Context: an optimization exercise on an open-source flow, tuned for small area and a short achievable clock period. The choices shown serve that exercise and are no tape-out recipe. In this exercise RTL edits were held to simulation tests only and were not proved equivalent to the original. Some runs may be left out. An edit can pass the tests and still lose a function that they never use. Power and IR drop assume default switching activity.

Run 1, metal 1:
Drawn at 3 px/um.
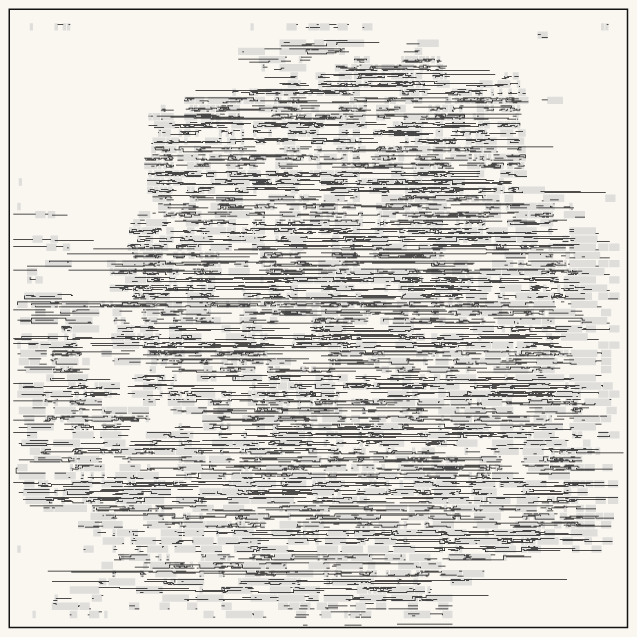
Run 1, metal 3:
Drawn at 2 px/um.
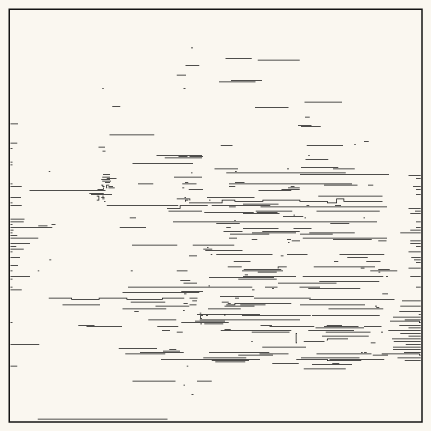
Run 1, pin map:
Drawn at 2 px/um. Pins as bars across the die edge, other pins in gray.
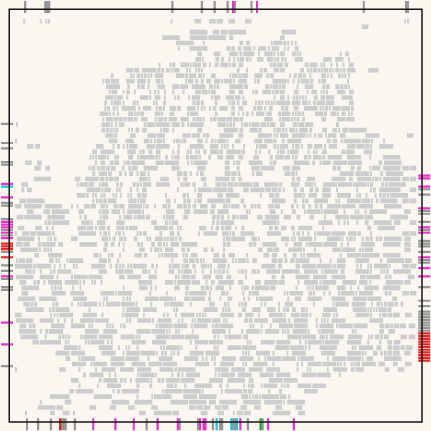
==> flow/design.v, too long to show whole: its modules and the start of the top module <==
// module mul16: 1010 lines
// module div16: 746 lines
// module ALU_TOP: 94 lines
module ALU_TOP (
  input  wire [15:0] A, B,
  input  wire [3:0]  ALU_FUN,
  input  wire        CLK,
  input  wire        RST,
  output reg  [31:0] ARITH_OUT,
  output reg  [15:0] LOGIC_OUT,
  output wire [15:0] CMP_OUT,
  output reg  [15:0] SHIFT_OUT,
  output reg         CMP_FLAG, CARRY_OUT, LOGIC_FLAG, SHIFT_FLAG, ARITH_FLAG
);
  // ...
==> flow/flow/run.sh <==
#!/bin/bash
# Own layout flow: the standard synthesis, then a netlist pass that moves
# full adders to the polarity that needs the fewest inverters (flow/polfix.py),
# then the standard layout from floorplan to finish.  flow/env.sh sets the
# resizer's setup margin (how far below the clock period its repair aims) and
# any other ORFS variables for the layout steps.
set -euo pipefail
R=orfs/results/${FLOW_PLATFORM}/ALU_TOP/base
bash standard.sh synth > run_synth.log 2>&1
cp "$R/1_2_yosys.v" polfix_in.v
python3 flow/polfix.py polfix_in.v polfix_out.v > polfix.log 2>&1
cp polfix_out.v "$R/1_2_yosys.v"
touch "$R/1_2_yosys.v"
source flow/env.sh
bash standard.sh finish > run_layout.log 2>&1
==> flow/flow/env.sh <==
export SETUP_SLACK_MARGIN=75
export REMOVE_ABC_BUFFERS=1
==> flow/flow/polfix.py <==
#!/usr/bin/env python3
"""Remove inverters around full adders in a flat Yosys netlist of sky130hd cells.

A full adder is self-dual: FA(~a,~b,~c) = (~sum, ~cout).  Yosys's extract_fa
often leaves an inverter between one adder's output and the next adder's
input.  This script picks, for each fa cell, whether it computes in true or
complemented polarity so that as few inverters as possible are needed, and
swaps simple gates for their complement (nand2 <-> and2, ...) when all of a
gate's loads want the complement.  Every net keeps its logical function; only
inverters are removed or added and gate types swapped.

usage: polfix.py IN.v OUT.v"""
import re, sys, random
from collections import defaultdict

LIB = "sky130_fd_sc_hd__"
OUTPINS = {"X", "Y", "Q", "Q_N", "SUM", "COUT", "HI", "LO"}
AREA = {"inv_1": 3.7536, "nand2_1": 3.7536, "and2_1": 6.256, "and2_0": 6.256, "nor2_1": 3.7536,
        "or2_1": 6.256, "or2_0": 6.256, "xor2_1": 8.7584, "xnor2_1": 8.7584,
        "nand3_1": 5.0048, "and3_1": 6.256, "nor3_1": 5.0048, "or3_1": 6.256,
        "a21oi_1": 5.0048, "a21o_1": 7.5072, "o21ai_0": 5.0048, "o21ai_1": 5.0048, "o21a_1": 7.5072,
        "a22oi_1": 7.5072, "a22o_1": 8.7584, "o22ai_1": 6.256, "o22a_1": 8.7584,
        "nand4_1": 6.256, "and4_1": 8.7584, "nor4_1": 6.256, "or4_1": 7.5072,
        "xnor3_1": 22.5216, "xor3_1": 23.7728, "mux2i_1": 10.0096, "mux2_1": 11.2608}
# complementary pairs (same inputs, complemented output)
COMP = {}
for a, b in [("nand2_1", "and2_1"), ("nor2_1", "or2_1"), ("xor2_1", "xnor2_1"), ("nand3_1", "and3_1"),
             ("nor3_1", "or3_1"), ("a21oi_1", "a21o_1"), ("o21ai_1", "o21a_1"),
             ("a22oi_1", "a22o_1"), ("o22ai_1", "o22a_1"), ("nand4_1", "and4_1"), ("nor4_1", "or4_1"),
             ("xor3_1", "xnor3_1")]:
    COMP[a] = b; COMP[b] = a
COMP["o21ai_0"] = "o21a_1"
COMP["and2_0"] = "nand2_1"; COMP["or2_0"] = "nor2_1"
INV_AREA = AREA["inv_1"]
def outpin(t):
    return "Y" if re.match(r"(nand|nor|xnor2|a21oi|o21ai|a22oi|o22ai)", t) else "X"

def main(src, dst):
    text = open(src).read()
    m = re.search(r"module\s+(\S+)\s*\((.*?)\);", text, re.S)
    head_end = m.end()
    body = text[head_end:text.rindex("endmodule")]
    cell_re = re.compile(r"^\s*(sky130_fd_sc_hd__\w+)\s+(\S+)\s*\((.*?)\);", re.S | re.M)
    decls = []
    cells = []
    pos = 0
    for cm in cell_re.finditer(body):
        cells.append([cm.group(1)[len(LIB):], cm.group(2),
                      [(p, n.strip()) for p, n in re.findall(r"\.(\w+)\(([^()]*)\)", cm.group(3))]])
    decl_text = cell_re.sub("", body)
    if "assign" in decl_text:
        raise SystemExit("netlist has assign statements; not handled")
    ports = set()
    for dm in re.finditer(r"^\s*(input|output)\s*(\[(\d+):(\d+)\])?\s*(\S+);", decl_text, re.M):
        if dm.group(2):
            hi, lo = int(dm.group(3)), int(dm.group(4))
            for i in range(min(hi, lo), max(hi, lo) + 1):
                ports.add(f"{dm.group(5)}[{i}]")
        else:
            ports.add(dm.group(5))

    driver = {}
    for ci, (t, nm, pins) in enumerate(cells):
        for p, n in pins:
            if p in OUTPINS:
                driver[n] = (ci, p)
    def is_inv(ci):
        t = cells[ci][0]
        return (t.startswith("inv_") or t.startswith("clkinv_"))
    # inverters that drive a port stay as they are
    fixed_inv = set()
    for ci, (t, nm, pins) in enumerate(cells):
        if (t.startswith("inv_") or t.startswith("clkinv_")):
            y = dict(pins)["Y"]
            if y in ports:
                fixed_inv.add(ci)
    removable = lambda ci: is_inv(ci) and ci not in fixed_inv
    memo = {}
    def base(n):
        if n in memo: return memo[n]
        d = driver.get(n)
        if d is not None and removable(d[0]):
            a = dict(cells[d[0]][2])["A"]
            b, p = base(a)
            r = (b, p ^ 1)
        else:
            r = (n, 0)
        memo[n] = r
        return r
    # consumers: (cell index, pin) -> (base, pol)
    cons = []   # list of [ci, pin, base, pol]
    for ci, (t, nm, pins) in enumerate(cells):
        if removable(ci):
            continue
        for p, n in pins:
            if p in OUTPINS or n.startswith("1'") or n == "":
                continue
            b, pol = base(n)
            cons.append([ci, p, b, pol])
    # port outputs driven through removable inverters: treat the port as a consumer
    # (not expected for this design: every output port comes straight from a flip-flop)
    for n in ports:
        d = driver.get(n)
        if d is not None and removable(d[0]):
            raise SystemExit(f"port {n} driven by an inverter")
    fa = [ci for ci, c in enumerate(cells) if c[0].startswith("fa_")]
    x = defaultdict(int)           # flip of fa cells
    swap = defaultdict(int)        # complement-swap of simple gates
    by_base = defaultdict(list)
    for k, (ci, p, b, pol) in enumerate(cons):
        by_base[b].append(k)
    def drv_cell(b):
        d = driver.get(b)
        return d[0] if d else None
    def base_cost(b):
        dc = drv_cell(b)
        s = x[dc] if (dc is not None and cells[dc][0].startswith("fa_")) else 0
        want = [cons[k][3] ^ x[cons[k][0]] ^ s for k in by_base[b]]
        # swappable driver
        if dc is not None and cells[dc][0] in COMP and b not in ports and all(cells[dc][2][i][0] not in ("Q",) for i in range(len(cells[dc][2]))):
            t = cells[dc][0]
            n1 = sum(want); n0 = len(want) - n1
            keep = (INV_AREA if n1 else 0.0)
            other = AREA.get(COMP[t], 99) - AREA.get(t, 0) + (INV_AREA if n0 else 0.0)
            return min(keep, other)
        return INV_AREA if any(want) else 0.0
    # bases touched by each fa
    touch = defaultdict(set)
    for ci in fa:
        for p, n in cells[ci][2]:
            if p in OUTPINS:
                touch[ci].add(n)
    for k, (ci, p, b, pol) in enumerate(cons):
        if ci in touch:
            touch[ci].add(b)
    total = sum(base_cost(b) for b in by_base)
    print(f"initial inverter-equivalent cost {total:.1f}", file=sys.stderr)
    improved = True
    it = 0
    while improved and it < 50:
        improved = False; it += 1
        for ci in fa:
            bs = touch[ci]
            before = sum(base_cost(b) for b in bs)
            x[ci] ^= 1
            after = sum(base_cost(b) for b in bs)
            if after < before - 1e-9:
                improved = True
                total += after - before
            else:
                x[ci] ^= 1
    print(f"after flips {total:.1f} ({it} passes, {sum(x.values())} of {len(fa)} adders flipped)", file=sys.stderr)

    # rebuild
    out_cells = []
    newwires = []
    inv_of = {}
    cnt = [0]
    def need_inv(phys_net):
        if phys_net not in inv_of:
            cnt[0] += 1
            w = f"_polfix_n{cnt[0]}_"
            newwires.append(w)
            out_cells.append(["inv_1", f"_polfix_inv{cnt[0]}_", [("A", phys_net), ("Y", w)]])
            inv_of[phys_net] = w
        return inv_of[phys_net]
    # decide per base: physical polarity s_b, whether driver swapped
    s_of = {}
    for b in by_base:
        dc = drv_cell(b)
        s = x[dc] if (dc is not None and cells[dc][0].startswith("fa_")) else 0
        if dc is not None and cells[dc][0] in COMP and b not in ports:
            want = [cons[k][3] ^ x[cons[k][0]] ^ s for k in by_base[b]]
            n1 = sum(want); n0 = len(want) - n1
            keep = (INV_AREA if n1 else 0.0)
            t = cells[dc][0]
            other = AREA.get(COMP[t], 99) - AREA.get(t, 0) + (INV_AREA if n0 else 0.0)
            if other < keep:
                swap[dc] = 1
                s = 1
        s_of[b] = s
    consmap = {(ci, p): (b, pol) for ci, p, b, pol in cons}
    for ci, (t, nm, pins) in enumerate(cells):
        if removable(ci):
            continue
        nt = COMP[t] if swap[ci] else t
        npins = []
        for p, n in pins:
            if swap[ci] and p in ("X", "Y"):
                p = outpin(nt)
            if (ci, p) in consmap:
                b, pol = consmap[(ci, p)]
                phys = pol ^ (x[ci] if t.startswith("fa_") else 0) ^ s_of[b]
                npins.append((p, need_inv(b) if phys else b))
            else:
                npins.append((p, n))
        out_cells.append([nt, nm, npins])
    nrem = sum(1 for ci in range(len(cells)) if removable(ci))
    print(f"removed {nrem} inverters, added {cnt[0]}, swapped {sum(swap.values())} gates", file=sys.stderr)
    # used nets
    used = set()
    for t, nm, pins in out_cells:
        for p, n in pins:
            used.add(n)
    # declarations: keep port decls, keep wire decls of used nets
    keep_lines = []
    for line in decl_text.splitlines():
        s = line.strip()
        if not s:
            continue
        wm = re.match(r"wire\s+(\[[^\]]*\]\s*)?(\S+);", s)
        if wm and not wm.group(1):
            if wm.group(2) not in used and wm.group(2) not in ports:
                continue
        keep_lines.append(line)
    with open(dst, "w") as f:
        f.write(text[:head_end] + "\n")
        f.write("\n".join(keep_lines) + "\n")
        for w in newwires:
            f.write(f"  wire {w};\n")
        for t, nm, pins in out_cells:
            f.write(f"  {LIB}{t} {nm} (\n" + ",\n".join(f"    .{p}({n})" for p, n in pins) + "\n  );\n")
        f.write("endmodule\n")

if __name__ == "__main__":
    main(sys.argv[1], sys.argv[2])
==> flow/standard.sh <==
#!/bin/bash
# synth_recipe.tcl (not shown) runs the flow's synth.tcl, then flattens the netlist and writes it again
# the make line also repeats each setting of config.mk as NAME=value (left out here)
make -C /OpenROAD-flow-scripts/flow DESIGN_CONFIG=/design/flow/config.mk WORK_HOME=/design/flow/orfs CLKGATE_MAP_FILE= SYNTH_SCRIPT=/design/flow/synth_recipe.tcl "${@:-finish}"
==> flow/config.mk <==
export PLATFORM = sky130hd
export DESIGN_NAME = ALU_TOP
export DESIGN_NICKNAME = ALU_TOP
export VERILOG_FILES = /design/flow/design.v
export SDC_FILE = /design/flow/constraint.sdc
export NUM_CORES = 4
export LEC_CHECK = 0
export ABC_AREA = 1
export CAP_MARGIN = 20
export CORE_MARGIN = 2
export CORE_UTILIZATION = 40
export SLEW_MARGIN = 20
==> flow/constraint.sdc <==
create_clock -name core_clock -period 130.0 [get_ports {CLK}]
set_input_delay 26.0000 -clock core_clock [delete_from_list [all_inputs] [get_ports {CLK}]]
set_output_delay 26.0000 -clock core_clock [all_outputs]
set_load 0.01 [all_outputs]
==> flow_results.xml, run 1 <==
<?xml version="1.0" encoding="UTF-8"?>
<metrics>
  <group name="outcome">
    <metric name="outcome" unit="">no timing/DRC/antenna violations</metric>
  </group>
  <group name="cells_and_area">
    <metric name="n_sequential_cell" unit="">70</metric>
    <metric name="layout.area.top_class" unit="">multi-input gates</metric>
    <metric name="largest_register_ff_count" unit="">32</metric>
    <metric name="antenna_cells_inserted" unit="">0</metric>
    <metric name="final-nonclk-buf-share" unit="">0.101</metric>
    <metric name="final_core_util" unit="">0.469</metric>
    <metric name="nMultiInputCombCells" unit="">1500</metric>
    <metric name="seq_share" unit="">0.0935</metric>
  </group>
  <group name="setup_path">
    <metric name="critPathCaptureType" unit="">flop</metric>
    <metric name="critical_path.max_stage_delay" unit="ns">0.50</metric>
  </group>
  <group name="grt">
    <metric name="initial_antenna_violation_count" unit="">0</metric>
    <metric name="gr-usage-all-layers" unit="">0.254</metric>
    <metric name="grt_pass1_wl" unit="mm">81.0</metric>
  </group>
  <group name="clocking">
    <metric name="worst_setup_hold_path_clk_slew" unit="ns">0.07</metric>
    <metric name="cts.sinks" unit="">70</metric>
    <metric name="cts_root_buffer" unit="">clkbuf_16</metric>
  </group>
  <group name="timing">
    <metric name="number_of_slew_limit_violations_in_the_final_report" unit="">0</metric>
    <metric name="totalNegativeSetupSlack" unit="ns">0</metric>
    <metric name="rsz0062_at_grt" unit="">false</metric>
    <metric name="max_freq" unit="GHz">0.0190</metric>
    <metric name="period_needed" unit="ns">52.60</metric>
  </group>
  <group name="drt">
    <metric name="drt-pass1-iter-count" unit="">5</metric>
    <metric name="met2_wirelength" unit="mm">23.5</metric>
    <metric name="post-route-drc-count" unit="">0</metric>
  </group>
  <group name="job">
    <metric name="max_cap_viol_count" unit="">0</metric>
  </group>
  <group name="floorplanning">
    <metric name="io_pins" unit="">123</metric>
    <metric name="core_area" unit="um^2">39900</metric>
  </group>
  <group name="min_path">
    <metric name="min-delay-path-class" unit="">in2async</metric>
  </group>
</metrics>
Back to the opening pictures, 'metal 1':
The wires run mostly horizontal. The layer holds 43% of the routed length. The longest straight run is 63.5 um. The layer carries 21.8 mm of wire. 2233 nets have wire on it.

Back to the opening pictures, 'metal 3':
The layer holds 7.9% of the routed length. The layer carries 3990 um of wire.

Back to the opening pictures, 'pin map':
Key: red = `A` [pins 16, direction input, edge 11 right, 4 left, 1 bottom]; magenta = `ARITH_OUT` [pins 32, direction output, edge 11 bottom, 10 left, 9 right, 2 top]; cyan = `ALU_FUN` [pins 4, direction input, edge 3 bottom, 1 left]; green = `CMP_FLAG` [pins 1, direction output, edge bottom]
All pins by edge: 43 right, 33 bottom, 32 left, 15 top.
width of the die: 206 um
port buffer count: 107
chip height: 206 um

==> run 1: timing repair <==
action | 4_1_cts | 5_1_grt
endpoints found under the setup margin | 0 | 2
resized for setup | 0 | 44
buffers inserted | 0 | 61
==> run 1: layer usage <==
layer,vias to the layer above,GRT usage
met5,-,0
met4,0,0.0897
met3,104,0.0447
met2,553,0.408
met1,6816,0.346
li1,6189,-
==> run 1: worst max-delay path, delay by kind of cell <==
family	cells	cell delay, ns
buffers and inverters	20	3.06
AOI/OAI and AO/OA	41	5.93
and+or+nand+nor	120	10.90
adders and majority gates	19	6.89
==> run 1: power by group <==
group	leakage, nW	switching (mW)	internal (mW)
Sequential	0.945	0.000711	0.0242
Clock	0.153	0.0121	0.0169
Combinational	7.71	0.0882	0.0687
==> run 1: stage by stage <==
| stage | setup slack, ns | instance area [um^2] |
|---|---|---|
| finish | 77.40 | 18700 |
| global route | 74.82 | 18700 |
| CTS | 75.01 | 18100 |
| detailed placement | 74.65 | 17700 |
| global placement | 75.96 | 17700 |
| floorplan | 79.32 | 15700 |
Run 1, clock distribution:
Drawn at 2 px/um.
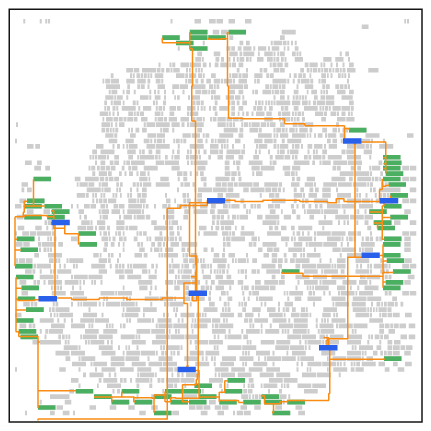

## Run 2: what changed since run 1
==> flow/flow/env.sh (replaced) <==
export SETUP_SLACK_MARGIN=75
export BUFFER_PORTS_ARGS="-buffer_cell sky130_fd_sc_hd__buf_1"
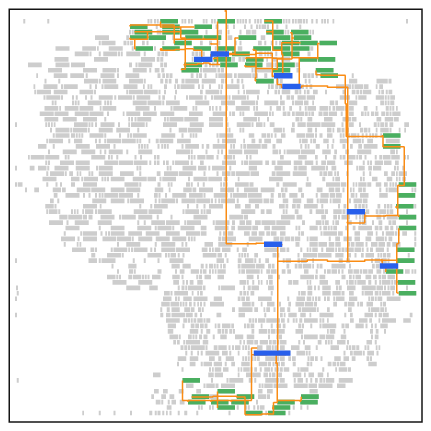
Run 2: clock distribution
Drawn at 2 px/um.
Key: green = flip-flops [count 70]; blue = clock-net drivers [count 9]; orange = clock wires [length 1260 um]
There are 10 routed clock nets.
power consumed by the clock network: 0.0243 mW
power share of the clock group: 0.117

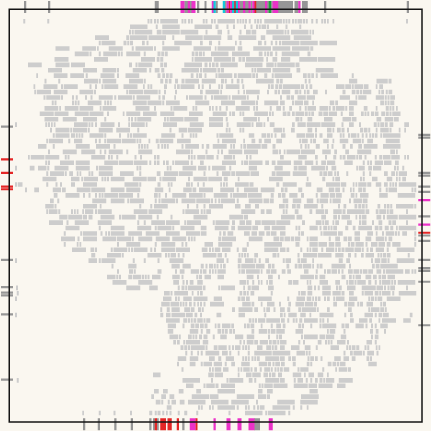
Run 2: pin map
Drawn at 2 px/um. Pins as bars across the die edge, other pins in gray.
Key: magenta = `ARITH_OUT` [pins 32, direction output, edge 17 top, 13 bottom, 2 right]; green = `CMP_FLAG` [pins 1, direction output, edge top]; red = `A` [pins 16, direction input, edge 8 bottom, 4 left, 3 top, 1 right]; cyan = `ALU_FUN` [pins 4, direction input, edge top]
All pins by edge: 63 top, 32 bottom, 17 right, 11 left.

==> flow_results.xml, run 2 <==
<?xml version="1.0" encoding="UTF-8"?>
<metrics>
  <group name="outcome">
    <metric name="outcome" unit="">no timing/DRC/antenna violations</metric>
  </group>
  <group name="power">
    <metric name="power.switching_fraction" unit="">0.498</metric>
    <metric name="power.net_switching" unit="mW">0.103</metric>
    <metric name="total_power" unit="mW">0.207</metric>
    <metric name="pg_seq" unit="mW">0.0250</metric>
    <metric name="part_of_the_total_power_dissipated_in_combinational_logic" unit="">0.762</metric>
    <metric name="combinational_group_power" unit="mW">0.158</metric>
    <metric name="p_per_area" unit="nW/um^2">11.6</metric>
    <metric name="power_internal" unit="mW">0.104</metric>
    <metric name="sequential_cell_fraction_of_total_power" unit="">0.121</metric>
    <metric name="power_top_consumer" unit="">combinational cells</metric>
  </group>
  <group name="timing">
    <metric name="rsz0062_at_grt" unit="">false</metric>
    <metric name="slew_headroom" unit="">0.273</metric>
    <metric name="period_needed" unit="ns">52.42</metric>
    <metric name="max_freq" unit="GHz">0.0191</metric>
    <metric name="number_of_slew_limit_violations_in_the_final_report" unit="">0</metric>
    <metric name="totalNegativeSetupSlack" unit="ns">0</metric>
  </group>
  <group name="floorplanning">
    <metric name="die_h" unit="um">206</metric>
    <metric name="io_pins" unit="">123</metric>
    <metric name="core_area" unit="um^2">39900</metric>
    <metric name="die_width" unit="um">206</metric>
  </group>
  <group name="place">
    <metric name="dpl_cell_area" unit="um^2">17100</metric>
    <metric name="io_buffer_count" unit="">107</metric>
  </group>
  <group name="job">
    <metric name="max_cap_viol_count" unit="">0</metric>
  </group>
  <group name="cells_and_area">
    <metric name="syn2layout_area_growth" unit="%">9.63</metric>
    <metric name="largest_register_ff_count" unit="">32</metric>
    <metric name="mostFrequentLayoutCell" unit="">nand2_1</metric>
    <metric name="antenna_cells_inserted" unit="">0</metric>
    <metric name="most-common-layout-cells" unit="">nand2_1, fa_1, inv_1, ha_1, buf_1</metric>
    <metric name="final_core_util" unit="">0.446</metric>
    <metric name="final_design_area_no_fill" unit="um^2">17800</metric>
  </group>
  <group name="grt">
    <metric name="grt_pass1_wl" unit="mm">79.5</metric>
    <metric name="initial_antenna_violation_count" unit="">0</metric>
    <metric name="gr-usage-all-layers" unit="">0.249</metric>
    <metric name="vias_in_the_first_global_route" unit="">14403</metric>
  </group>
  <group name="setup_path">
    <metric name="critical_path_depth" unit="">198</metric>
    <metric name="critical_path.max_stage_delay" unit="ns">0.51</metric>
    <metric name="crit_slowest_cell" unit="">fa_1</metric>
    <metric name="kind_of_start_point_of_the_critical_path" unit="">primary input</metric>
    <metric name="worst_path_dominant_cell_family" unit="">simple AND/OR/NAND/NOR gates</metric>
    <metric name="worst-path-buf-inv" unit="">17</metric>
    <metric name="critPathArrivalTime" unit="ns">52.68</metric>
    <metric name="critPathCaptureType" unit="">flop</metric>
  </group>
  <group name="drt">
    <metric name="drt-pass1-iter-count" unit="">5</metric>
    <metric name="post-route-drc-count" unit="">0</metric>
  </group>
  <group name="clocking">
    <metric name="worst_setup_hold_path_clk_slew" unit="ns">0.07</metric>
    <metric name="cts_root_buffer" unit="">clkbuf_16</metric>
  </group>
  <group name="min_path">
    <metric name="min-delay-path-class" unit="">in2async</metric>
  </group>
</metrics>
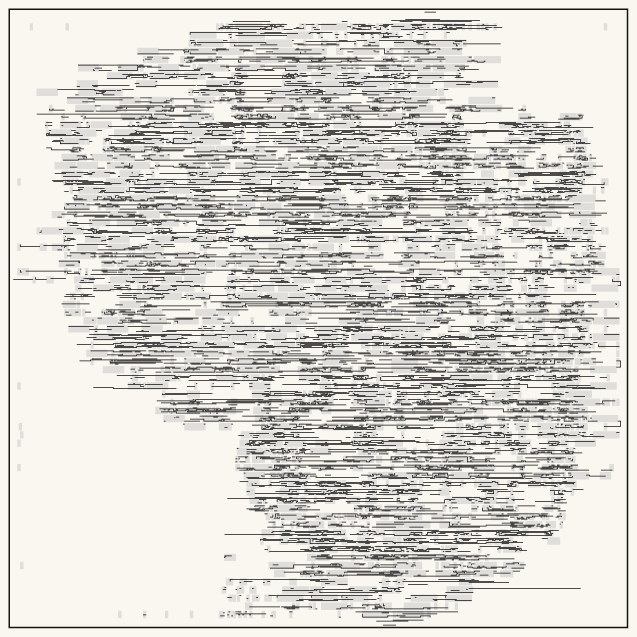
Run 2: metal 1
Drawn at 3 px/um.
The layer holds 40% of the routed length. The wires run mostly horizontal.

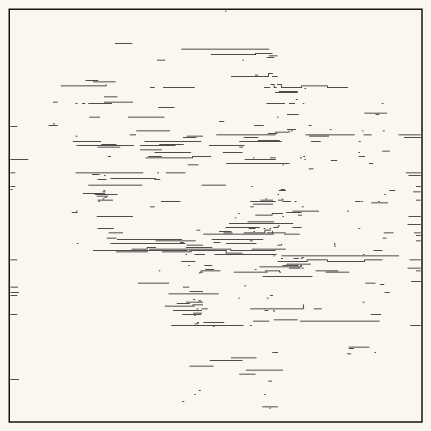
Run 2: metal 3
Drawn at 2 px/um.
The wires run mostly horizontal. The layer carries 2410 um of wire. The layer holds 4.8% of the routed length.

[run 2: repair_timing]
action,4_1_cts,5_1_grt
resized for setup,0,42
hold buffers,0,0
buffers inserted,0,36
setup endpoints to repair,0,2
[run 2: routing by layer]
| metal | vias to the layer above | wire length (um) | global-route usage | part of all wire |
|---|---|---|---|---|
| li1 | 6112 | - | - | - |
| met1 | 6847 | 20200 | 0.304 | 0.40 |
| met2 | 474 | 25700 | 0.439 | 0.50 |
| met3 | 144 | 2410 | 0.0264 | 0.047 |
| met4 | 0 | 2510 | 0.121 | 0.049 |
| met5 | - | 0 | 0 | 0 |
[run 2: layout make-up]
cell class | instances | area [um^2]
multi-input combinational | 1500 | 13200
fill | 3965 | 22100
clock buffer | 10 | 239
sequential | 70 | 1750
clock inverter | 6 | 45.0
timing repair inverter | 2 | 10.0
inverter | 224 | 870
timing repair buffer | 183 | 1050
tap | 525 | 657
[run 2: stage by stage]
step	worst slack (ns)	instances
floorplan	80.33	1906
global placement	76.54	2466
detailed placement	75.18	2466
CTS	75.51	2482
global route	74.88	2520
finish	77.58	2520
Run 2, finished layout with every layer on:
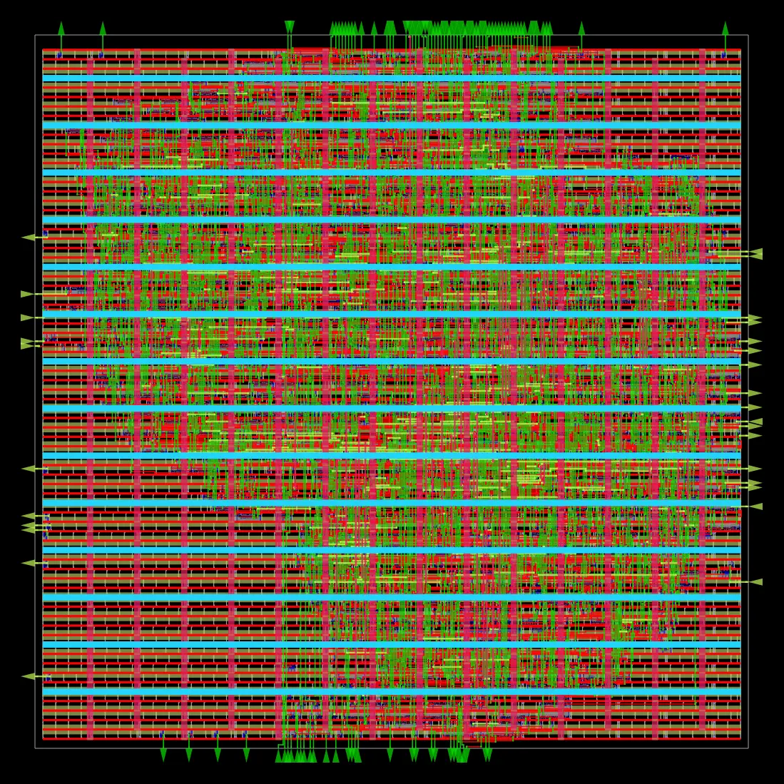

## Run 3: what changed since run 2
==> flow/flow/env.sh (replaced) <==
export SETUP_SLACK_MARGIN=77
export TNS_END_PERCENT=0
export BUFFER_PORTS_ARGS="-buffer_cell sky130_fd_sc_hd__buf_1"
==> flow/flow/polfix.py (replaced) <==
#!/usr/bin/env python3
"""Polarity optimisation of a flat Yosys netlist of sky130hd cells.

Yosys's extract_fa often leaves inverters between adders.  This pass removes
every inverter and then chooses, cell by cell, the polarity each signal is
built in, re-adding only the inverters that are still needed:
  * a full adder (fa) is self-dual, FA(~a,~b,~c) = (~sum, ~cout), so it may
    compute in complemented polarity (all inputs and both outputs inverted);
  * a half adder (ha) is split into its sum, an xor2/xnor2 (any input or
    output polarity at the same area), and its carry, a 2-input AND in the
    polarity that fits (and2, nand2, nor2, or2, and2b, nand2b, or2b, nor2b);
  * xor2/xnor2 take any input and output polarity;
  * a simple gate with a complement (nand2/and2, nor2/or2, ...) is swapped
    when all its loads want its complement.
Every net keeps its logical function.  usage: polfix2.py IN.v OUT.v"""
import re, sys, random, math
from collections import defaultdict

LIB = "sky130_fd_sc_hd__"
OUTPINS = {"X", "Y", "Q", "Q_N", "SUM", "COUT", "HI", "LO"}
AREA = {"inv_1": 3.7536, "nand2_1": 3.7536, "and2_1": 6.256, "and2_0": 6.256, "nor2_1": 3.7536,
        "or2_1": 6.256, "or2_0": 6.256, "xor2_1": 8.7584, "xnor2_1": 8.7584,
        "nand3_1": 5.0048, "and3_1": 6.256, "nor3_1": 5.0048, "or3_1": 6.256,
        "a21oi_1": 5.0048, "a21o_1": 7.5072, "o21ai_0": 5.0048, "o21ai_1": 5.0048, "o21a_1": 7.5072,
        "a22oi_1": 7.5072, "a22o_1": 8.7584, "o22ai_1": 6.256, "o22a_1": 8.7584,
        "nand4_1": 6.256, "and4_1": 8.7584, "nor4_1": 6.256, "or4_1": 7.5072,
        "and2b_1": 7.5072, "nand2b_1": 6.256, "or2b_1": 7.5072, "nor2b_1": 6.256}
COMP = {}
for a, b in [("nand2_1", "and2_1"), ("nor2_1", "or2_1"), ("nand3_1", "and3_1"),
             ("nor3_1", "or3_1"), ("a21oi_1", "a21o_1"), ("o21ai_1", "o21a_1"),
             ("a22oi_1", "a22o_1"), ("o22ai_1", "o22a_1"), ("nand4_1", "and4_1"), ("nor4_1", "or4_1")]:
    COMP[a] = b; COMP[b] = a
COMP["o21ai_0"] = "o21a_1"; COMP["and2_0"] = "nand2_1"; COMP["or2_0"] = "nor2_1"
INV = AREA["inv_1"]

def outpin(t):
    return "Y" if re.match(r"(nand|nor|xnor2|a21oi|o21ai|a22oi|o22ai|inv|clkinv)", t) else "X"

# 2-input AND family: (inverted a, inverted b, inverted output) -> (cell, pin for a, pin for b)
# f = (a ^ ia) & (b ^ ib) ^ io
def and_variant(ia, ib, io):
    if not ia and not ib:
        return ("nand2_1", "A", "B") if io else ("and2_1", "A", "B")
    if ia and ib:   # ~a & ~b = nor(a,b); its complement = or(a,b)
        return ("or2_1", "A", "B") if io else ("nor2_1", "A", "B")
    if ia and not ib:   # ~a & b
        # and2b: X = !A_N & B ; nand2b: Y = !(!A_N & B) = A_N | !B
        return ("nand2b_1", "A_N", "B") if io else ("and2b_1", "A_N", "B")
    # a & ~b
    return ("nand2b_1", "B", "A_N") if io else ("and2b_1", "B", "A_N")

def main(src, dst):
    text = open(src).read()
    m = re.search(r"module\s+(\S+)\s*\((.*?)\);", text, re.S)
    head_end = m.end()
    body = text[head_end:text.rindex("endmodule")]
    cell_re = re.compile(r"^\s*(sky130_fd_sc_hd__\w+)\s+(\S+)\s*\((.*?)\);", re.S | re.M)
    cells = []
    for cm in cell_re.finditer(body):
        cells.append([cm.group(1)[len(LIB):], cm.group(2),
                      [(p, n.strip()) for p, n in re.findall(r"\.(\w+)\(([^()]*)\)", cm.group(3))]])
    decl_text = cell_re.sub("", body)
    if re.search(r"\bassign\b", decl_text):
        raise SystemExit("netlist has assign statements; not handled")
    ports = set()
    for dm in re.finditer(r"^\s*(input|output)\s*(\[(\d+):(\d+)\])?\s*(\S+);", decl_text, re.M):
        if dm.group(2):
            hi, lo = int(dm.group(3)), int(dm.group(4))
            for i in range(min(hi, lo), max(hi, lo) + 1):
                ports.add(f"{dm.group(5)}[{i}]")
        else:
            ports.add(dm.group(5))
    driver = {}
    for ci, (t, nm, pins) in enumerate(cells):
        for p, n in pins:
            if p in OUTPINS:
                driver[n] = (ci, p)
    is_inv = lambda ci: re.match(r"(inv|clkinv)_", cells[ci][0]) is not None
    fixed_inv = {ci for ci in range(len(cells)) if is_inv(ci) and dict(cells[ci][2])["Y"] in ports}
    removable = lambda ci: is_inv(ci) and ci not in fixed_inv
    memo = {}
    def base(n):
        if n in memo: return memo[n]
        d = driver.get(n)
        if d is not None and removable(d[0]):
            b, p = base(dict(cells[d[0]][2])["A"])
            r = (b, p ^ 1)
        else:
            r = (n, 0)
        memo[n] = r
        return r

    nodes = []        # dict(kind, ci, ins=[(pin, base, pol)], outs=[(pin, net)], t)
    for ci, (t, nm, pins) in enumerate(cells):
        if removable(ci):
            continue
        ins = []; outs = []
        for p, n in pins:
            if p in OUTPINS:
                outs.append((p, n))
            elif n.startswith("1'") or n == "":
                ins.append((p, n, None))
            else:
                b, pol = base(n)
                ins.append((p, b, pol))
        if t.startswith("fa_"):
            nodes.append(dict(kind="fa", ci=ci, t=t, ins=ins, outs=outs, name=nm))
        elif t.startswith("ha_"):
            d = dict((p, (b, pol)) for p, b, pol in ins)
            o = dict(outs)
            if "SUM" in o:
                nodes.append(dict(kind="xor", ci=ci, t="xor2_1", ins=[("A",) + d["A"], ("B",) + d["B"]],
                                  outs=[("X", o["SUM"])], name=nm + "_s", k=0))
            if "COUT" in o:
                nodes.append(dict(kind="and", ci=ci, t="and2_1", ins=[("A",) + d["A"], ("B",) + d["B"]],
                                  outs=[("X", o["COUT"])], name=nm + "_c"))
        elif t in ("xor2_1", "xnor2_1"):
            nodes.append(dict(kind="xor", ci=ci, t=t, ins=ins, outs=outs, name=nm, k=1 if t == "xnor2_1" else 0))
        elif t in COMP and len(outs) == 1 and outs[0][1] not in ports:
            nodes.append(dict(kind="swap", ci=ci, t=t, ins=ins, outs=outs, name=nm))
        else:
            nodes.append(dict(kind="fixed", ci=ci, t=t, ins=ins, outs=outs, name=nm))
    for n in ports:
        d = driver.get(n)
        if d is not None and removable(d[0]):
            raise SystemExit(f"port {n} driven by an inverter")
    # base net -> producing node
    prod = {}
    for ni, nd in enumerate(nodes):
        for p, n in nd["outs"]:
            prod[n] = ni
    # consumers per base
    cons = defaultdict(list)   # base -> list of (node index, input index)
    for ni, nd in enumerate(nodes):
        for ii, (p, b, pol) in enumerate(nd["ins"]):
            if pol is not None:
                cons[b].append((ni, ii))
    var = [0] * len(nodes)
    def s_of(b):
        ni = prod.get(b)
        return var[ni] if ni is not None and nodes[ni]["kind"] != "fixed" else 0
    def node_cost(ni):
        nd = nodes[ni]; k = nd["kind"]
        if k == "and":
            (_, b0, p0), (_, b1, p1) = nd["ins"]
            cell = and_variant(p0 ^ s_of(b0), p1 ^ s_of(b1), var[ni])[0]
            return AREA[cell]
        if k == "swap":
            return AREA.get(COMP[nd["t"]], 99) if var[ni] else AREA.get(nd["t"], 0)
        return 0.0
    def base_cost(b):
        s = s_of(b)
        for ni, ii in cons[b]:
            nd = nodes[ni]; k = nd["kind"]
            if k in ("xor", "and"):
                continue
            want = nd["ins"][ii][2] ^ (var[ni] if k == "fa" else 0) ^ s
            if want:
                return INV
        return 0.0
    # variable nodes and what their flip touches
    vnodes = [ni for ni, nd in enumerate(nodes) if nd["kind"] in ("fa", "xor", "and", "swap")]
    touch_b = {}; touch_n = {}
    for ni in vnodes:
        nd = nodes[ni]
        bs = set(n for p, n in nd["outs"])
        ns = {ni}
        for p, n in nd["outs"]:
            for cj, ii in cons[n]:
                if nodes[cj]["kind"] == "and":
                    ns.add(cj)
        if nd["kind"] == "fa":
            bs |= set(b for p, b, pol in nd["ins"] if pol is not None)
        touch_b[ni] = bs; touch_n[ni] = ns
    def local(ni):
        return sum(base_cost(b) for b in touch_b[ni]) + sum(node_cost(n) for n in touch_n[ni])
    total = sum(base_cost(b) for b in cons) + sum(node_cost(n) for n in range(len(nodes)))
    start = total
    rng = random.Random(1)
    best = total; best_var = list(var)
    # greedy then annealing
    for rnd in range(3):
        for ni in vnodes:
            before = local(ni); var[ni] ^= 1; after = local(ni)
            if after < before - 1e-9: total += after - before
            else: var[ni] ^= 1
    if total < best: best = total; best_var = list(var)
    steps = 40 * len(vnodes) * 20
    for s in range(steps):
        T = 3.0 * (1 - s / steps) + 0.01
        ni = vnodes[rng.randrange(len(vnodes))]
        before = local(ni); var[ni] ^= 1; after = local(ni)
        d = after - before
        if d <= 0 or rng.random() < math.exp(-d / T):
            total += d
            if total < best - 1e-9:
                best = total; best_var = list(var)
        else:
            var[ni] ^= 1
    var[:] = best_var
    total = sum(base_cost(b) for b in cons) + sum(node_cost(n) for n in range(len(nodes)))
    print(f"polarity cost {start:.1f} -> {total:.1f}", file=sys.stderr)

    # rebuild
    out = []; newwires = []; inv_of = {}
    cnt = [0]
    def phys(b, want_comp):
        if not want_comp:
            return b
        if b not in inv_of:
            cnt[0] += 1
            w = f"_polfix_n{cnt[0]}_"
            newwires.append(w)
            out.append(["inv_1", f"_polfix_inv{cnt[0]}_", [("A", b), ("Y", w)]])
            inv_of[b] = w
        return inv_of[b]
    for ni, nd in enumerate(nodes):
        k = nd["kind"]; v = var[ni]
        if k == "fa":
            pins = [(p, n if pol is None else phys(b, pol ^ v ^ s_of(b))) for p, b, pol in nd["ins"]] + nd["outs"]
            out.append([nd["t"], nd["name"], pins])
        elif k == "xor":
            (pa, b0, p0), (pb, b1, p1) = nd["ins"]
            inv = (p0 ^ s_of(b0)) ^ (p1 ^ s_of(b1)) ^ nd["k"] ^ v
            t = "xnor2_1" if inv else "xor2_1"
            out.append([t, nd["name"], [("A", b0), ("B", b1), (outpin(t), nd["outs"][0][1])]])
        elif k == "and":
            (pa, b0, p0), (pb, b1, p1) = nd["ins"]
            t, pin0, pin1 = and_variant(p0 ^ s_of(b0), p1 ^ s_of(b1), v)
            out.append([t, nd["name"], [(pin0, b0), (pin1, b1), (outpin(t), nd["outs"][0][1])]])
        else:
            t = COMP[nd["t"]] if (k == "swap" and v) else nd["t"]
            pins = []
            for p, b, pol in nd["ins"]:
                pins.append((p, b if pol is None else phys(b, pol ^ s_of(b))))
            for p, n in nd["outs"]:
                pins.append((outpin(t) if k == "swap" else p, n))
            out.append([t, nd["name"], pins])
    nrem = sum(1 for ci in range(len(cells)) if removable(ci))
    print(f"removed {nrem} inverters, added {cnt[0]}", file=sys.stderr)
    used = set(n for t, nm, pins in out for p, n in pins)
    keep = []
    for line in decl_text.splitlines():
        s = line.strip()
        if not s: continue
        wm = re.match(r"wire\s+(\[[^\]]*\]\s*)?(\S+);", s)
        if wm and not wm.group(1) and wm.group(2) not in used and wm.group(2) not in ports:
            continue
        keep.append(line)
    with open(dst, "w") as f:
        f.write(text[:head_end] + "\n" + "\n".join(keep) + "\n")
        for w in newwires:
            f.write(f"  wire {w};\n")
        for t, nm, pins in out:
            nm2 = nm if nm.startswith("\\") else nm
            f.write(f"  {LIB}{t} {nm2} (\n" + ",\n".join(f"    .{p}({n})" for p, n in pins) + "\n  );\n")
        f.write("endmodule\n")

if __name__ == "__main__":
    main(sys.argv[1], sys.argv[2])
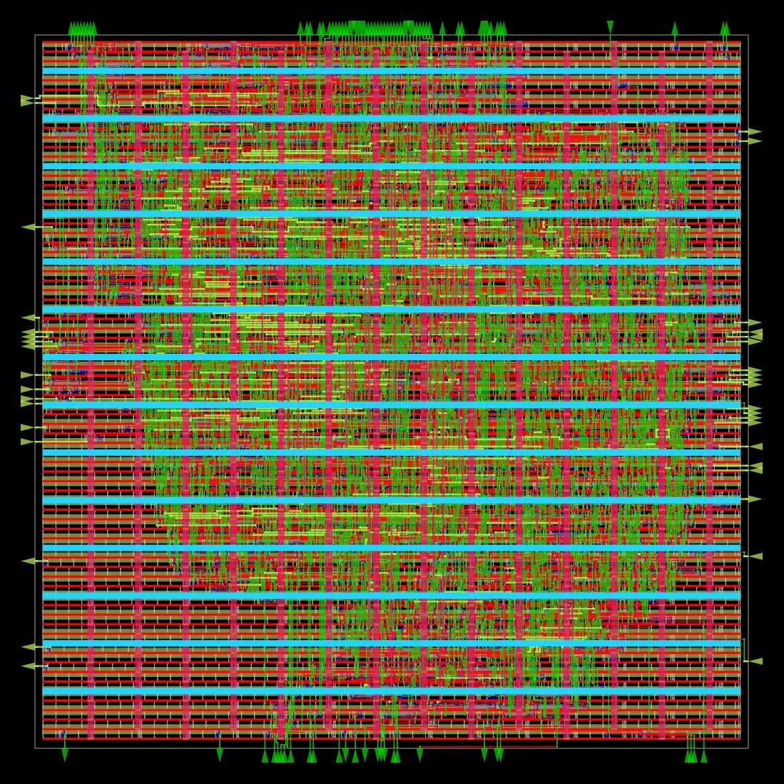
Run 3: finished layout with every layer on
number of non-filler instances in the completed layout: 2604
number of top-level pins: 123

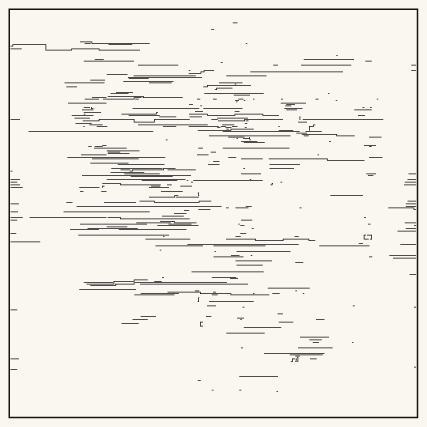
Run 3: metal 3
Drawn at 2 px/um.
The wires run mostly horizontal. The longest straight run is 72.2 um. The layer carries 3760 um of wire.

==> flow_results.xml, run 3 <==
<?xml version="1.0" encoding="UTF-8"?>
<metrics>
  <group name="timing">
    <metric name="period_needed" unit="ns">51.17</metric>
    <metric name="rsz0062_at_grt" unit="">false</metric>
    <metric name="number_of_slew_limit_violations_in_the_final_report" unit="">0</metric>
    <metric name="totalNegativeSetupSlack" unit="ns">0</metric>
    <metric name="max_freq" unit="GHz">0.0195</metric>
    <metric name="slew_headroom" unit="">0.269</metric>
    <metric name="layout_setup_ws" unit="ns">78.83</metric>
  </group>
  <group name="place">
    <metric name="post-place-ws" unit="ns">75.25</metric>
    <metric name="dpl.cell_count" unit="">2494</metric>
    <metric name="io_buffer_count" unit="">107</metric>
  </group>
  <group name="outcome">
    <metric name="outcome" unit="">no timing/DRC/antenna violations</metric>
  </group>
  <group name="setup_path">
    <metric name="critical_path_depth" unit="">193</metric>
    <metric name="critical_path.max_stage_delay" unit="ns">0.40</metric>
    <metric name="crit_slowest_cell" unit="">fa_2</metric>
    <metric name="critPathArrivalTime" unit="ns">51.43</metric>
    <metric name="worst-path-buf-inv" unit="">17</metric>
    <metric name="kind_of_start_point_of_the_critical_path" unit="">primary input</metric>
    <metric name="worst_path_dominant_cell_family" unit="">simple AND/OR/NAND/NOR gates</metric>
    <metric name="critPathCaptureType" unit="">flop</metric>
  </group>
  <group name="clocking">
    <metric name="cts_root_buffer" unit="">clkbuf_16</metric>
    <metric name="hold_fix_buffers_at_cts" unit="">0</metric>
    <metric name="worst_setup_hold_path_clk_slew" unit="ns">0.07</metric>
    <metric name="cts.sinks" unit="">70</metric>
  </group>
  <group name="cells_and_area">
    <metric name="antenna_cells_inserted" unit="">0</metric>
    <metric name="n_fill_cell" unit="">3877</metric>
    <metric name="multi_input_comb_area" unit="um^2">13700</metric>
    <metric name="final_design_area_no_fill" unit="um^2">18300</metric>
    <metric name="final_core_util" unit="">0.464</metric>
    <metric name="final-seq-area" unit="um^2">1750</metric>
    <metric name="syn2layout_area_growth" unit="%">15.2</metric>
    <metric name="most-common-layout-cells" unit="">nand2_1, fa_1, buf_4, inv_1, nor2_1</metric>
    <metric name="largest_register_ff_count" unit="">32</metric>
  </group>
  <group name="grt">
    <metric name="grt_pass1_wl" unit="mm">80.7</metric>
    <metric name="vias_in_the_first_global_route" unit="">14524</metric>
    <metric name="initial_antenna_violation_count" unit="">0</metric>
  </group>
  <group name="floorplanning">
    <metric name="core_area" unit="um^2">39500</metric>
    <metric name="die_h" unit="um">203</metric>
    <metric name="die_width" unit="um">203</metric>
  </group>
  <group name="job">
    <metric name="max_cap_viol_count" unit="">0</metric>
  </group>
  <group name="drt">
    <metric name="post-route-drc-count" unit="">0</metric>
    <metric name="drt-pass1-iter-count" unit="">6</metric>
  </group>
  <group name="power">
    <metric name="total_power" unit="mW">0.225</metric>
  </group>
  <group name="min_path">
    <metric name="min-delay-path-class" unit="">in2async</metric>
  </group>
</metrics>
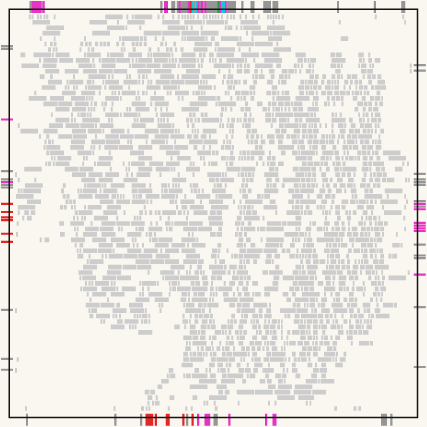
Run 3: pin map
Drawn at 2 px/um. Pins as bars across the die edge, other pins in gray.
Key: magenta = `ARITH_OUT` [pins 32, direction output, edge 15 top, 8 bottom, 7 right, 2 left]; green = `CMP_FLAG` [pins 1, direction output, edge top]; cyan = `ALU_FUN` [pins 4, direction input, edge top]; red = `A` [pins 16, direction input, edge 9 bottom, 6 left, 1 top]
All pins by edge: 59 top, 27 bottom, 20 right, 17 left.

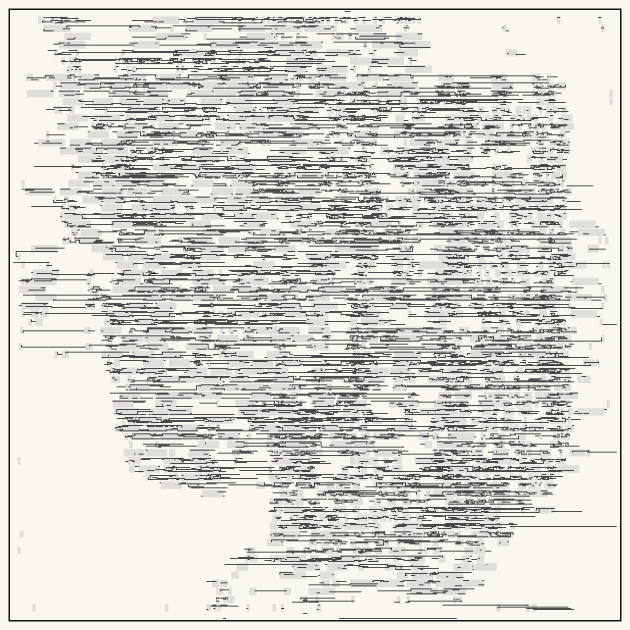
Run 3: metal 1
Drawn at 3 px/um.
2141 nets have wire on it. The layer holds 39% of the routed length. The longest straight run is 57.0 um. The wires run mostly horizontal. The layer carries 20.5 mm of wire.

run 3: cell type report:
| class | instances | area share |
|---|---|---|
| clock inverter | 7 | 0.00348 |
| sequential | 70 | 0.0956 |
| timing repair buffer | 236 | 0.0813 |
| inverter | 116 | 0.0253 |
| multi-input combinational | 1639 | 0.746 |
| tap | 525 | 0.0359 |
| timing repair inverter | 2 | 0.000547 |
| clock buffer | 9 | 0.0123 |
run 3: report_power, final:
part           internal (mW)  switching (mW)  total, mW  leakage [nW]
Clock                 0.0134          0.0132     0.0266         0.136
Sequential            0.0242         0.00103     0.0252         0.945
Combinational         0.0731           0.101      0.174          6.70
Total                  0.111           0.115      0.225          7.79
run 3: repair_timing:
| action | 4_1_cts | 5_1_grt |
|---|---|---|
| resized for setup | 16 | 139 |
| setup endpoints to repair | 1 | 2 |
| setup buffers | 13 | 74 |
| pin swaps | 2 | 60 |
| gates cloned | 0 | 7 |
run 3: routing by layer:
layer,GRT usage,vias up,part of all wire
met5,0,-,0
met4,0.0975,0,0.037
met3,0.0403,114,0.072
met2,0.446,586,0.50
met1,0.321,7134,0.39
li1,-,6290,-
Run 3, clock distribution:
Drawn at 2 px/um.
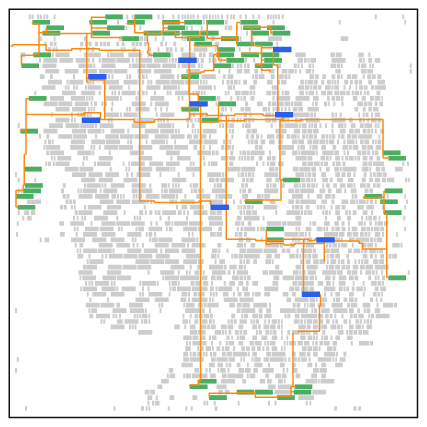

## Run 4: what changed since run 3
==> flow/flow/env.sh (replaced) <==
export SETUP_SLACK_MARGIN=75
export BUFFER_PORTS_ARGS="-buffer_cell sky130_fd_sc_hd__buf_1"
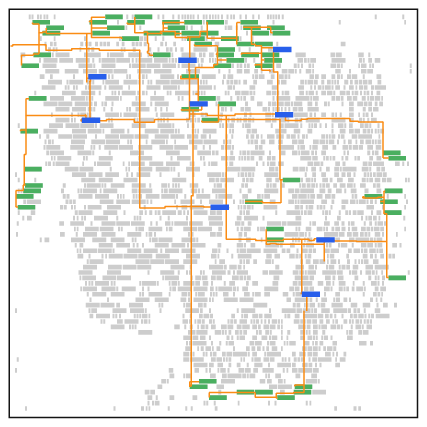
Run 4: clock distribution
Drawn at 2 px/um.
Key: blue = clock-net drivers [count 9]; orange = clock wires [length 1650 um]; green = flip-flops [count 70]
There are 10 routed clock nets.

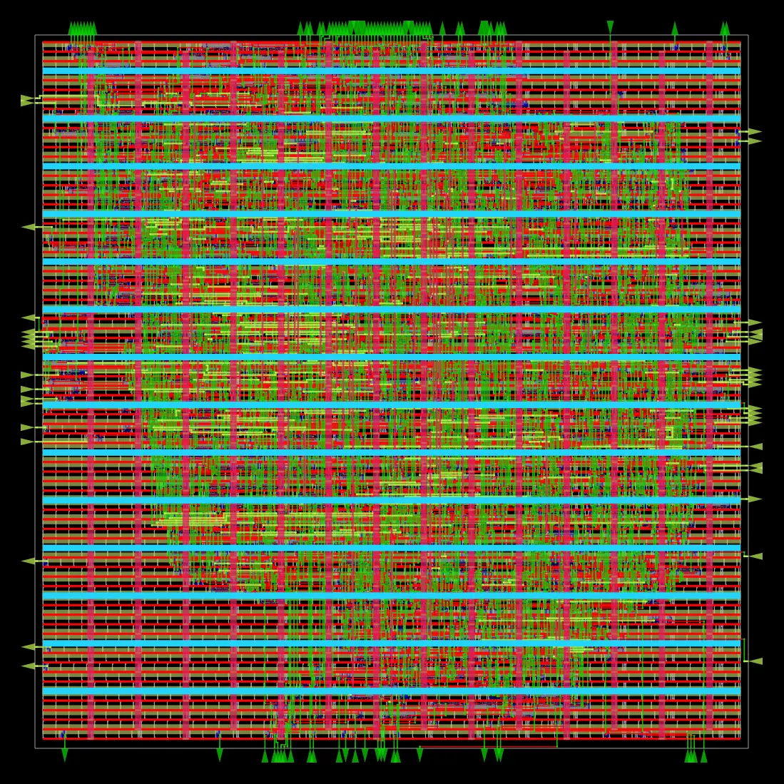
Run 4: finished layout with every layer on
number of non-filler instances in the completed layout: 2563
chip height: 203 um
count of standard-cell rows: 73

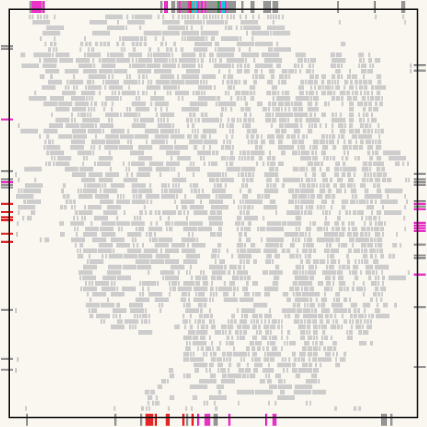
Run 4: pin map
Drawn at 2 px/um. Pins as bars across the die edge, other pins in gray.
Key: red = `A` [pins 16, direction input, edge 9 bottom, 6 left, 1 top]; cyan = `ALU_FUN` [pins 4, direction input, edge top]; magenta = `ARITH_OUT` [pins 32, direction output, edge 15 top, 8 bottom, 7 right, 2 left]; green = `CMP_FLAG` [pins 1, direction output, edge top]
All pins by edge: 59 top, 27 bottom, 20 right, 17 left.
width of the die: 203 um

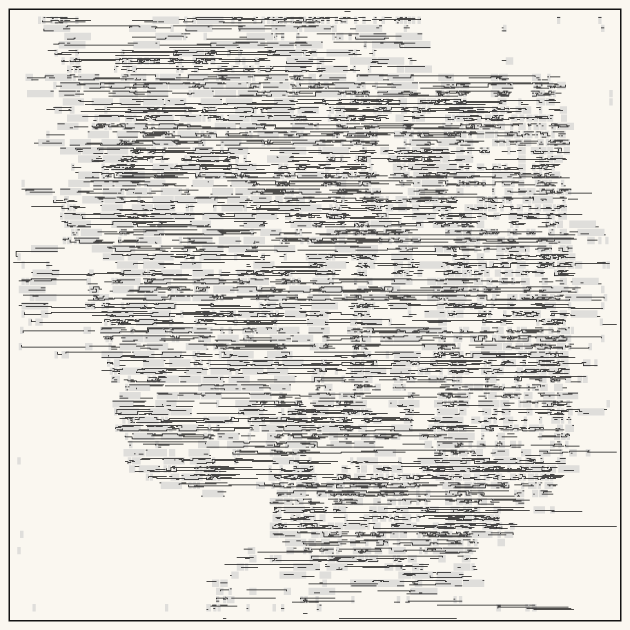
Run 4: metal 1
Drawn at 3 px/um.
The longest straight run is 52.0 um. The layer carries 20.3 mm of wire. The wires run mostly horizontal. 2083 nets have wire on it.
vias: 13838
wirelength, routed: 51.2 mm
routing usage on met1: 0.322

==> flow_results.xml, run 4 <==
<?xml version="1.0" encoding="UTF-8"?>
<metrics>
  <group name="place">
    <metric name="dpl_cell_area" unit="um^2">16800</metric>
    <metric name="dpl.cell_count" unit="">2494</metric>
    <metric name="io_buffer_count" unit="">107</metric>
  </group>
  <group name="setup_path">
    <metric name="crit_slowest_cell" unit="">fa_1</metric>
    <metric name="critPathCaptureType" unit="">flop</metric>
    <metric name="critical_path.max_stage_delay" unit="ns">0.46</metric>
  </group>
  <group name="timing">
    <metric name="number_of_slew_limit_violations_in_the_final_report" unit="">0</metric>
    <metric name="rsz0062_at_grt" unit="">false</metric>
    <metric name="totalNegativeSetupSlack" unit="ns">0</metric>
    <metric name="max_freq" unit="GHz">0.0191</metric>
    <metric name="slew_headroom" unit="">0.266</metric>
  </group>
  <group name="floorplanning">
    <metric name="io_pins" unit="">123</metric>
    <metric name="core_area" unit="um^2">39500</metric>
  </group>
  <group name="drt">
    <metric name="drt-pass1-iter-count" unit="">6</metric>
    <metric name="post-route-drc-count" unit="">0</metric>
  </group>
  <group name="cells_and_area">
    <metric name="most-common-layout-cells" unit="">nand2_1, fa_1, inv_1, nor2_1</metric>
    <metric name="antenna_cells_inserted" unit="">1</metric>
    <metric name="final-seq-area" unit="um^2">1750</metric>
    <metric name="layout.area.top_class" unit="">multi-input gates</metric>
    <metric name="final_design_area_no_fill" unit="um^2">17600</metric>
    <metric name="mostFrequentLayoutCell" unit="">nand2_1</metric>
    <metric name="n_fill_cell" unit="">3953</metric>
    <metric name="n_sequential_cell" unit="">70</metric>
    <metric name="signal_buffers" unit="">197</metric>
    <metric name="clkbuf_count" unit="">9</metric>
  </group>
  <group name="grt">
    <metric name="vias_in_the_first_global_route" unit="">14410</metric>
    <metric name="grt_pass1_wl" unit="mm">80.4</metric>
    <metric name="initial_antenna_violation_count" unit="">0</metric>
  </group>
  <group name="power">
    <metric name="combinational_group_power" unit="mW">0.170</metric>
    <metric name="power_top_consumer" unit="">combinational cells</metric>
    <metric name="power.switching_fraction" unit="">0.509</metric>
    <metric name="sequential_cell_fraction_of_total_power" unit="">0.114</metric>
    <metric name="p_per_area" unit="nW/um^2">12.6</metric>
    <metric name="clock_power" unit="mW">0.0265</metric>
    <metric name="part_of_the_total_power_dissipated_in_combinational_logic" unit="">0.767</metric>
    <metric name="pg_seq" unit="mW">0.0252</metric>
    <metric name="power.net_switching" unit="mW">0.113</metric>
  </group>
  <group name="clocking">
    <metric name="hold_fix_buffers_at_cts" unit="">0</metric>
    <metric name="cts_root_buffer" unit="">clkbuf_16</metric>
  </group>
  <group name="job">
    <metric name="max_cap_viol_count" unit="">0</metric>
  </group>
  <group name="min_path">
    <metric name="min-delay-path-class" unit="">in2async</metric>
  </group>
  <group name="outcome">
    <metric name="outcome" unit="">no timing/DRC/antenna violations</metric>
  </group>
</metrics>
-- run 4: changes by cell type in the layout (fill, tap and decap cells not counted), sizes merged, moves of 2 or more --
| cell | change |
|---|---|
| clkinv | -2 |
| clkbuf | -2 |
| nand2 | -3 |
| buf | -37 |
-- run 4: repair_timing --
| action | 4_1_cts | 5_1_grt |
|---|---|---|
| gates resized for setup | 0 | 45 |
| endpoints found under the setup margin | 0 | 2 |
| buffers inserted | 0 | 48 |
-- run 4: metrics by stage --
step | setup slack (ns) | util
2_1_floorplan | 79.79 | -
3_3_place_gp | 76.52 | 0.425
3_5_place_dp | 75.25 | 0.425
4_1_cts | 75.57 | 0.432
5_1_grt | 74.77 | 0.447
6_report | 77.51 | 0.447
-- run 4: per-layer routing --
layer  share of wire  vias to the layer above  GRT usage
met3           0.073                      108     0.0388
met4           0.035                        0     0.0941
li1                -                     6207          -
met2            0.50                      549      0.444
met5               0                        -          0
met1            0.40                     6974      0.322
-- run 4: critical path, delay by kind of cell --
kind / cells / cell delay (ns)
fa+ha+maj: 11 / 4.64
xor+xnor: 7 / 1.15
simple gates: 121 / 13.11
compound gates: 39 / 5.42
buf+inv: 18 / 2.37

==> what the ideal ports hide <==
The flow's constraints put no driver on any port. The routed layouts listed below were extracted and timed again, unchanged, in two steps.
Step 1 sets driving cells, clkbuf_16 on the clock port and buf_2 on the other inputs (assumed; they add their load-dependent delay and slew).
Step 2, shift: input delay + t, output delay - t, t = (earliest + latest rising clock arrival at the registers) / 2. This alone moves slack from input paths to output paths.
Three values: no drivers, after step 1, after step 2; two values: the first two.
run	t, ns	setup slack, ns	worst hold slack (ns)	worst register clock-pin slew, ns
run 1	0.443	77.404 / 77.432 / 76.989	25.545 / 25.515 / 25.958	0.08 / 0.08
run 2	0.404	77.585 / 77.603 / 77.199	25.763 / 25.740 / 26.145	0.07 / 0.07
run 3	0.431	78.830 / 78.856 / 78.425	25.459 / 25.428 / 25.860	0.09 / 0.09
run 4	0.431	77.507 / 77.540 / 77.109	25.460 / 25.429 / 25.860	0.09 / 0.09
After both steps setup and hold are still met in every run listed. For run 1, which loses most, drivers alone change the setup slack by +0.028 ns; drivers and shift together by -0.415 ns.
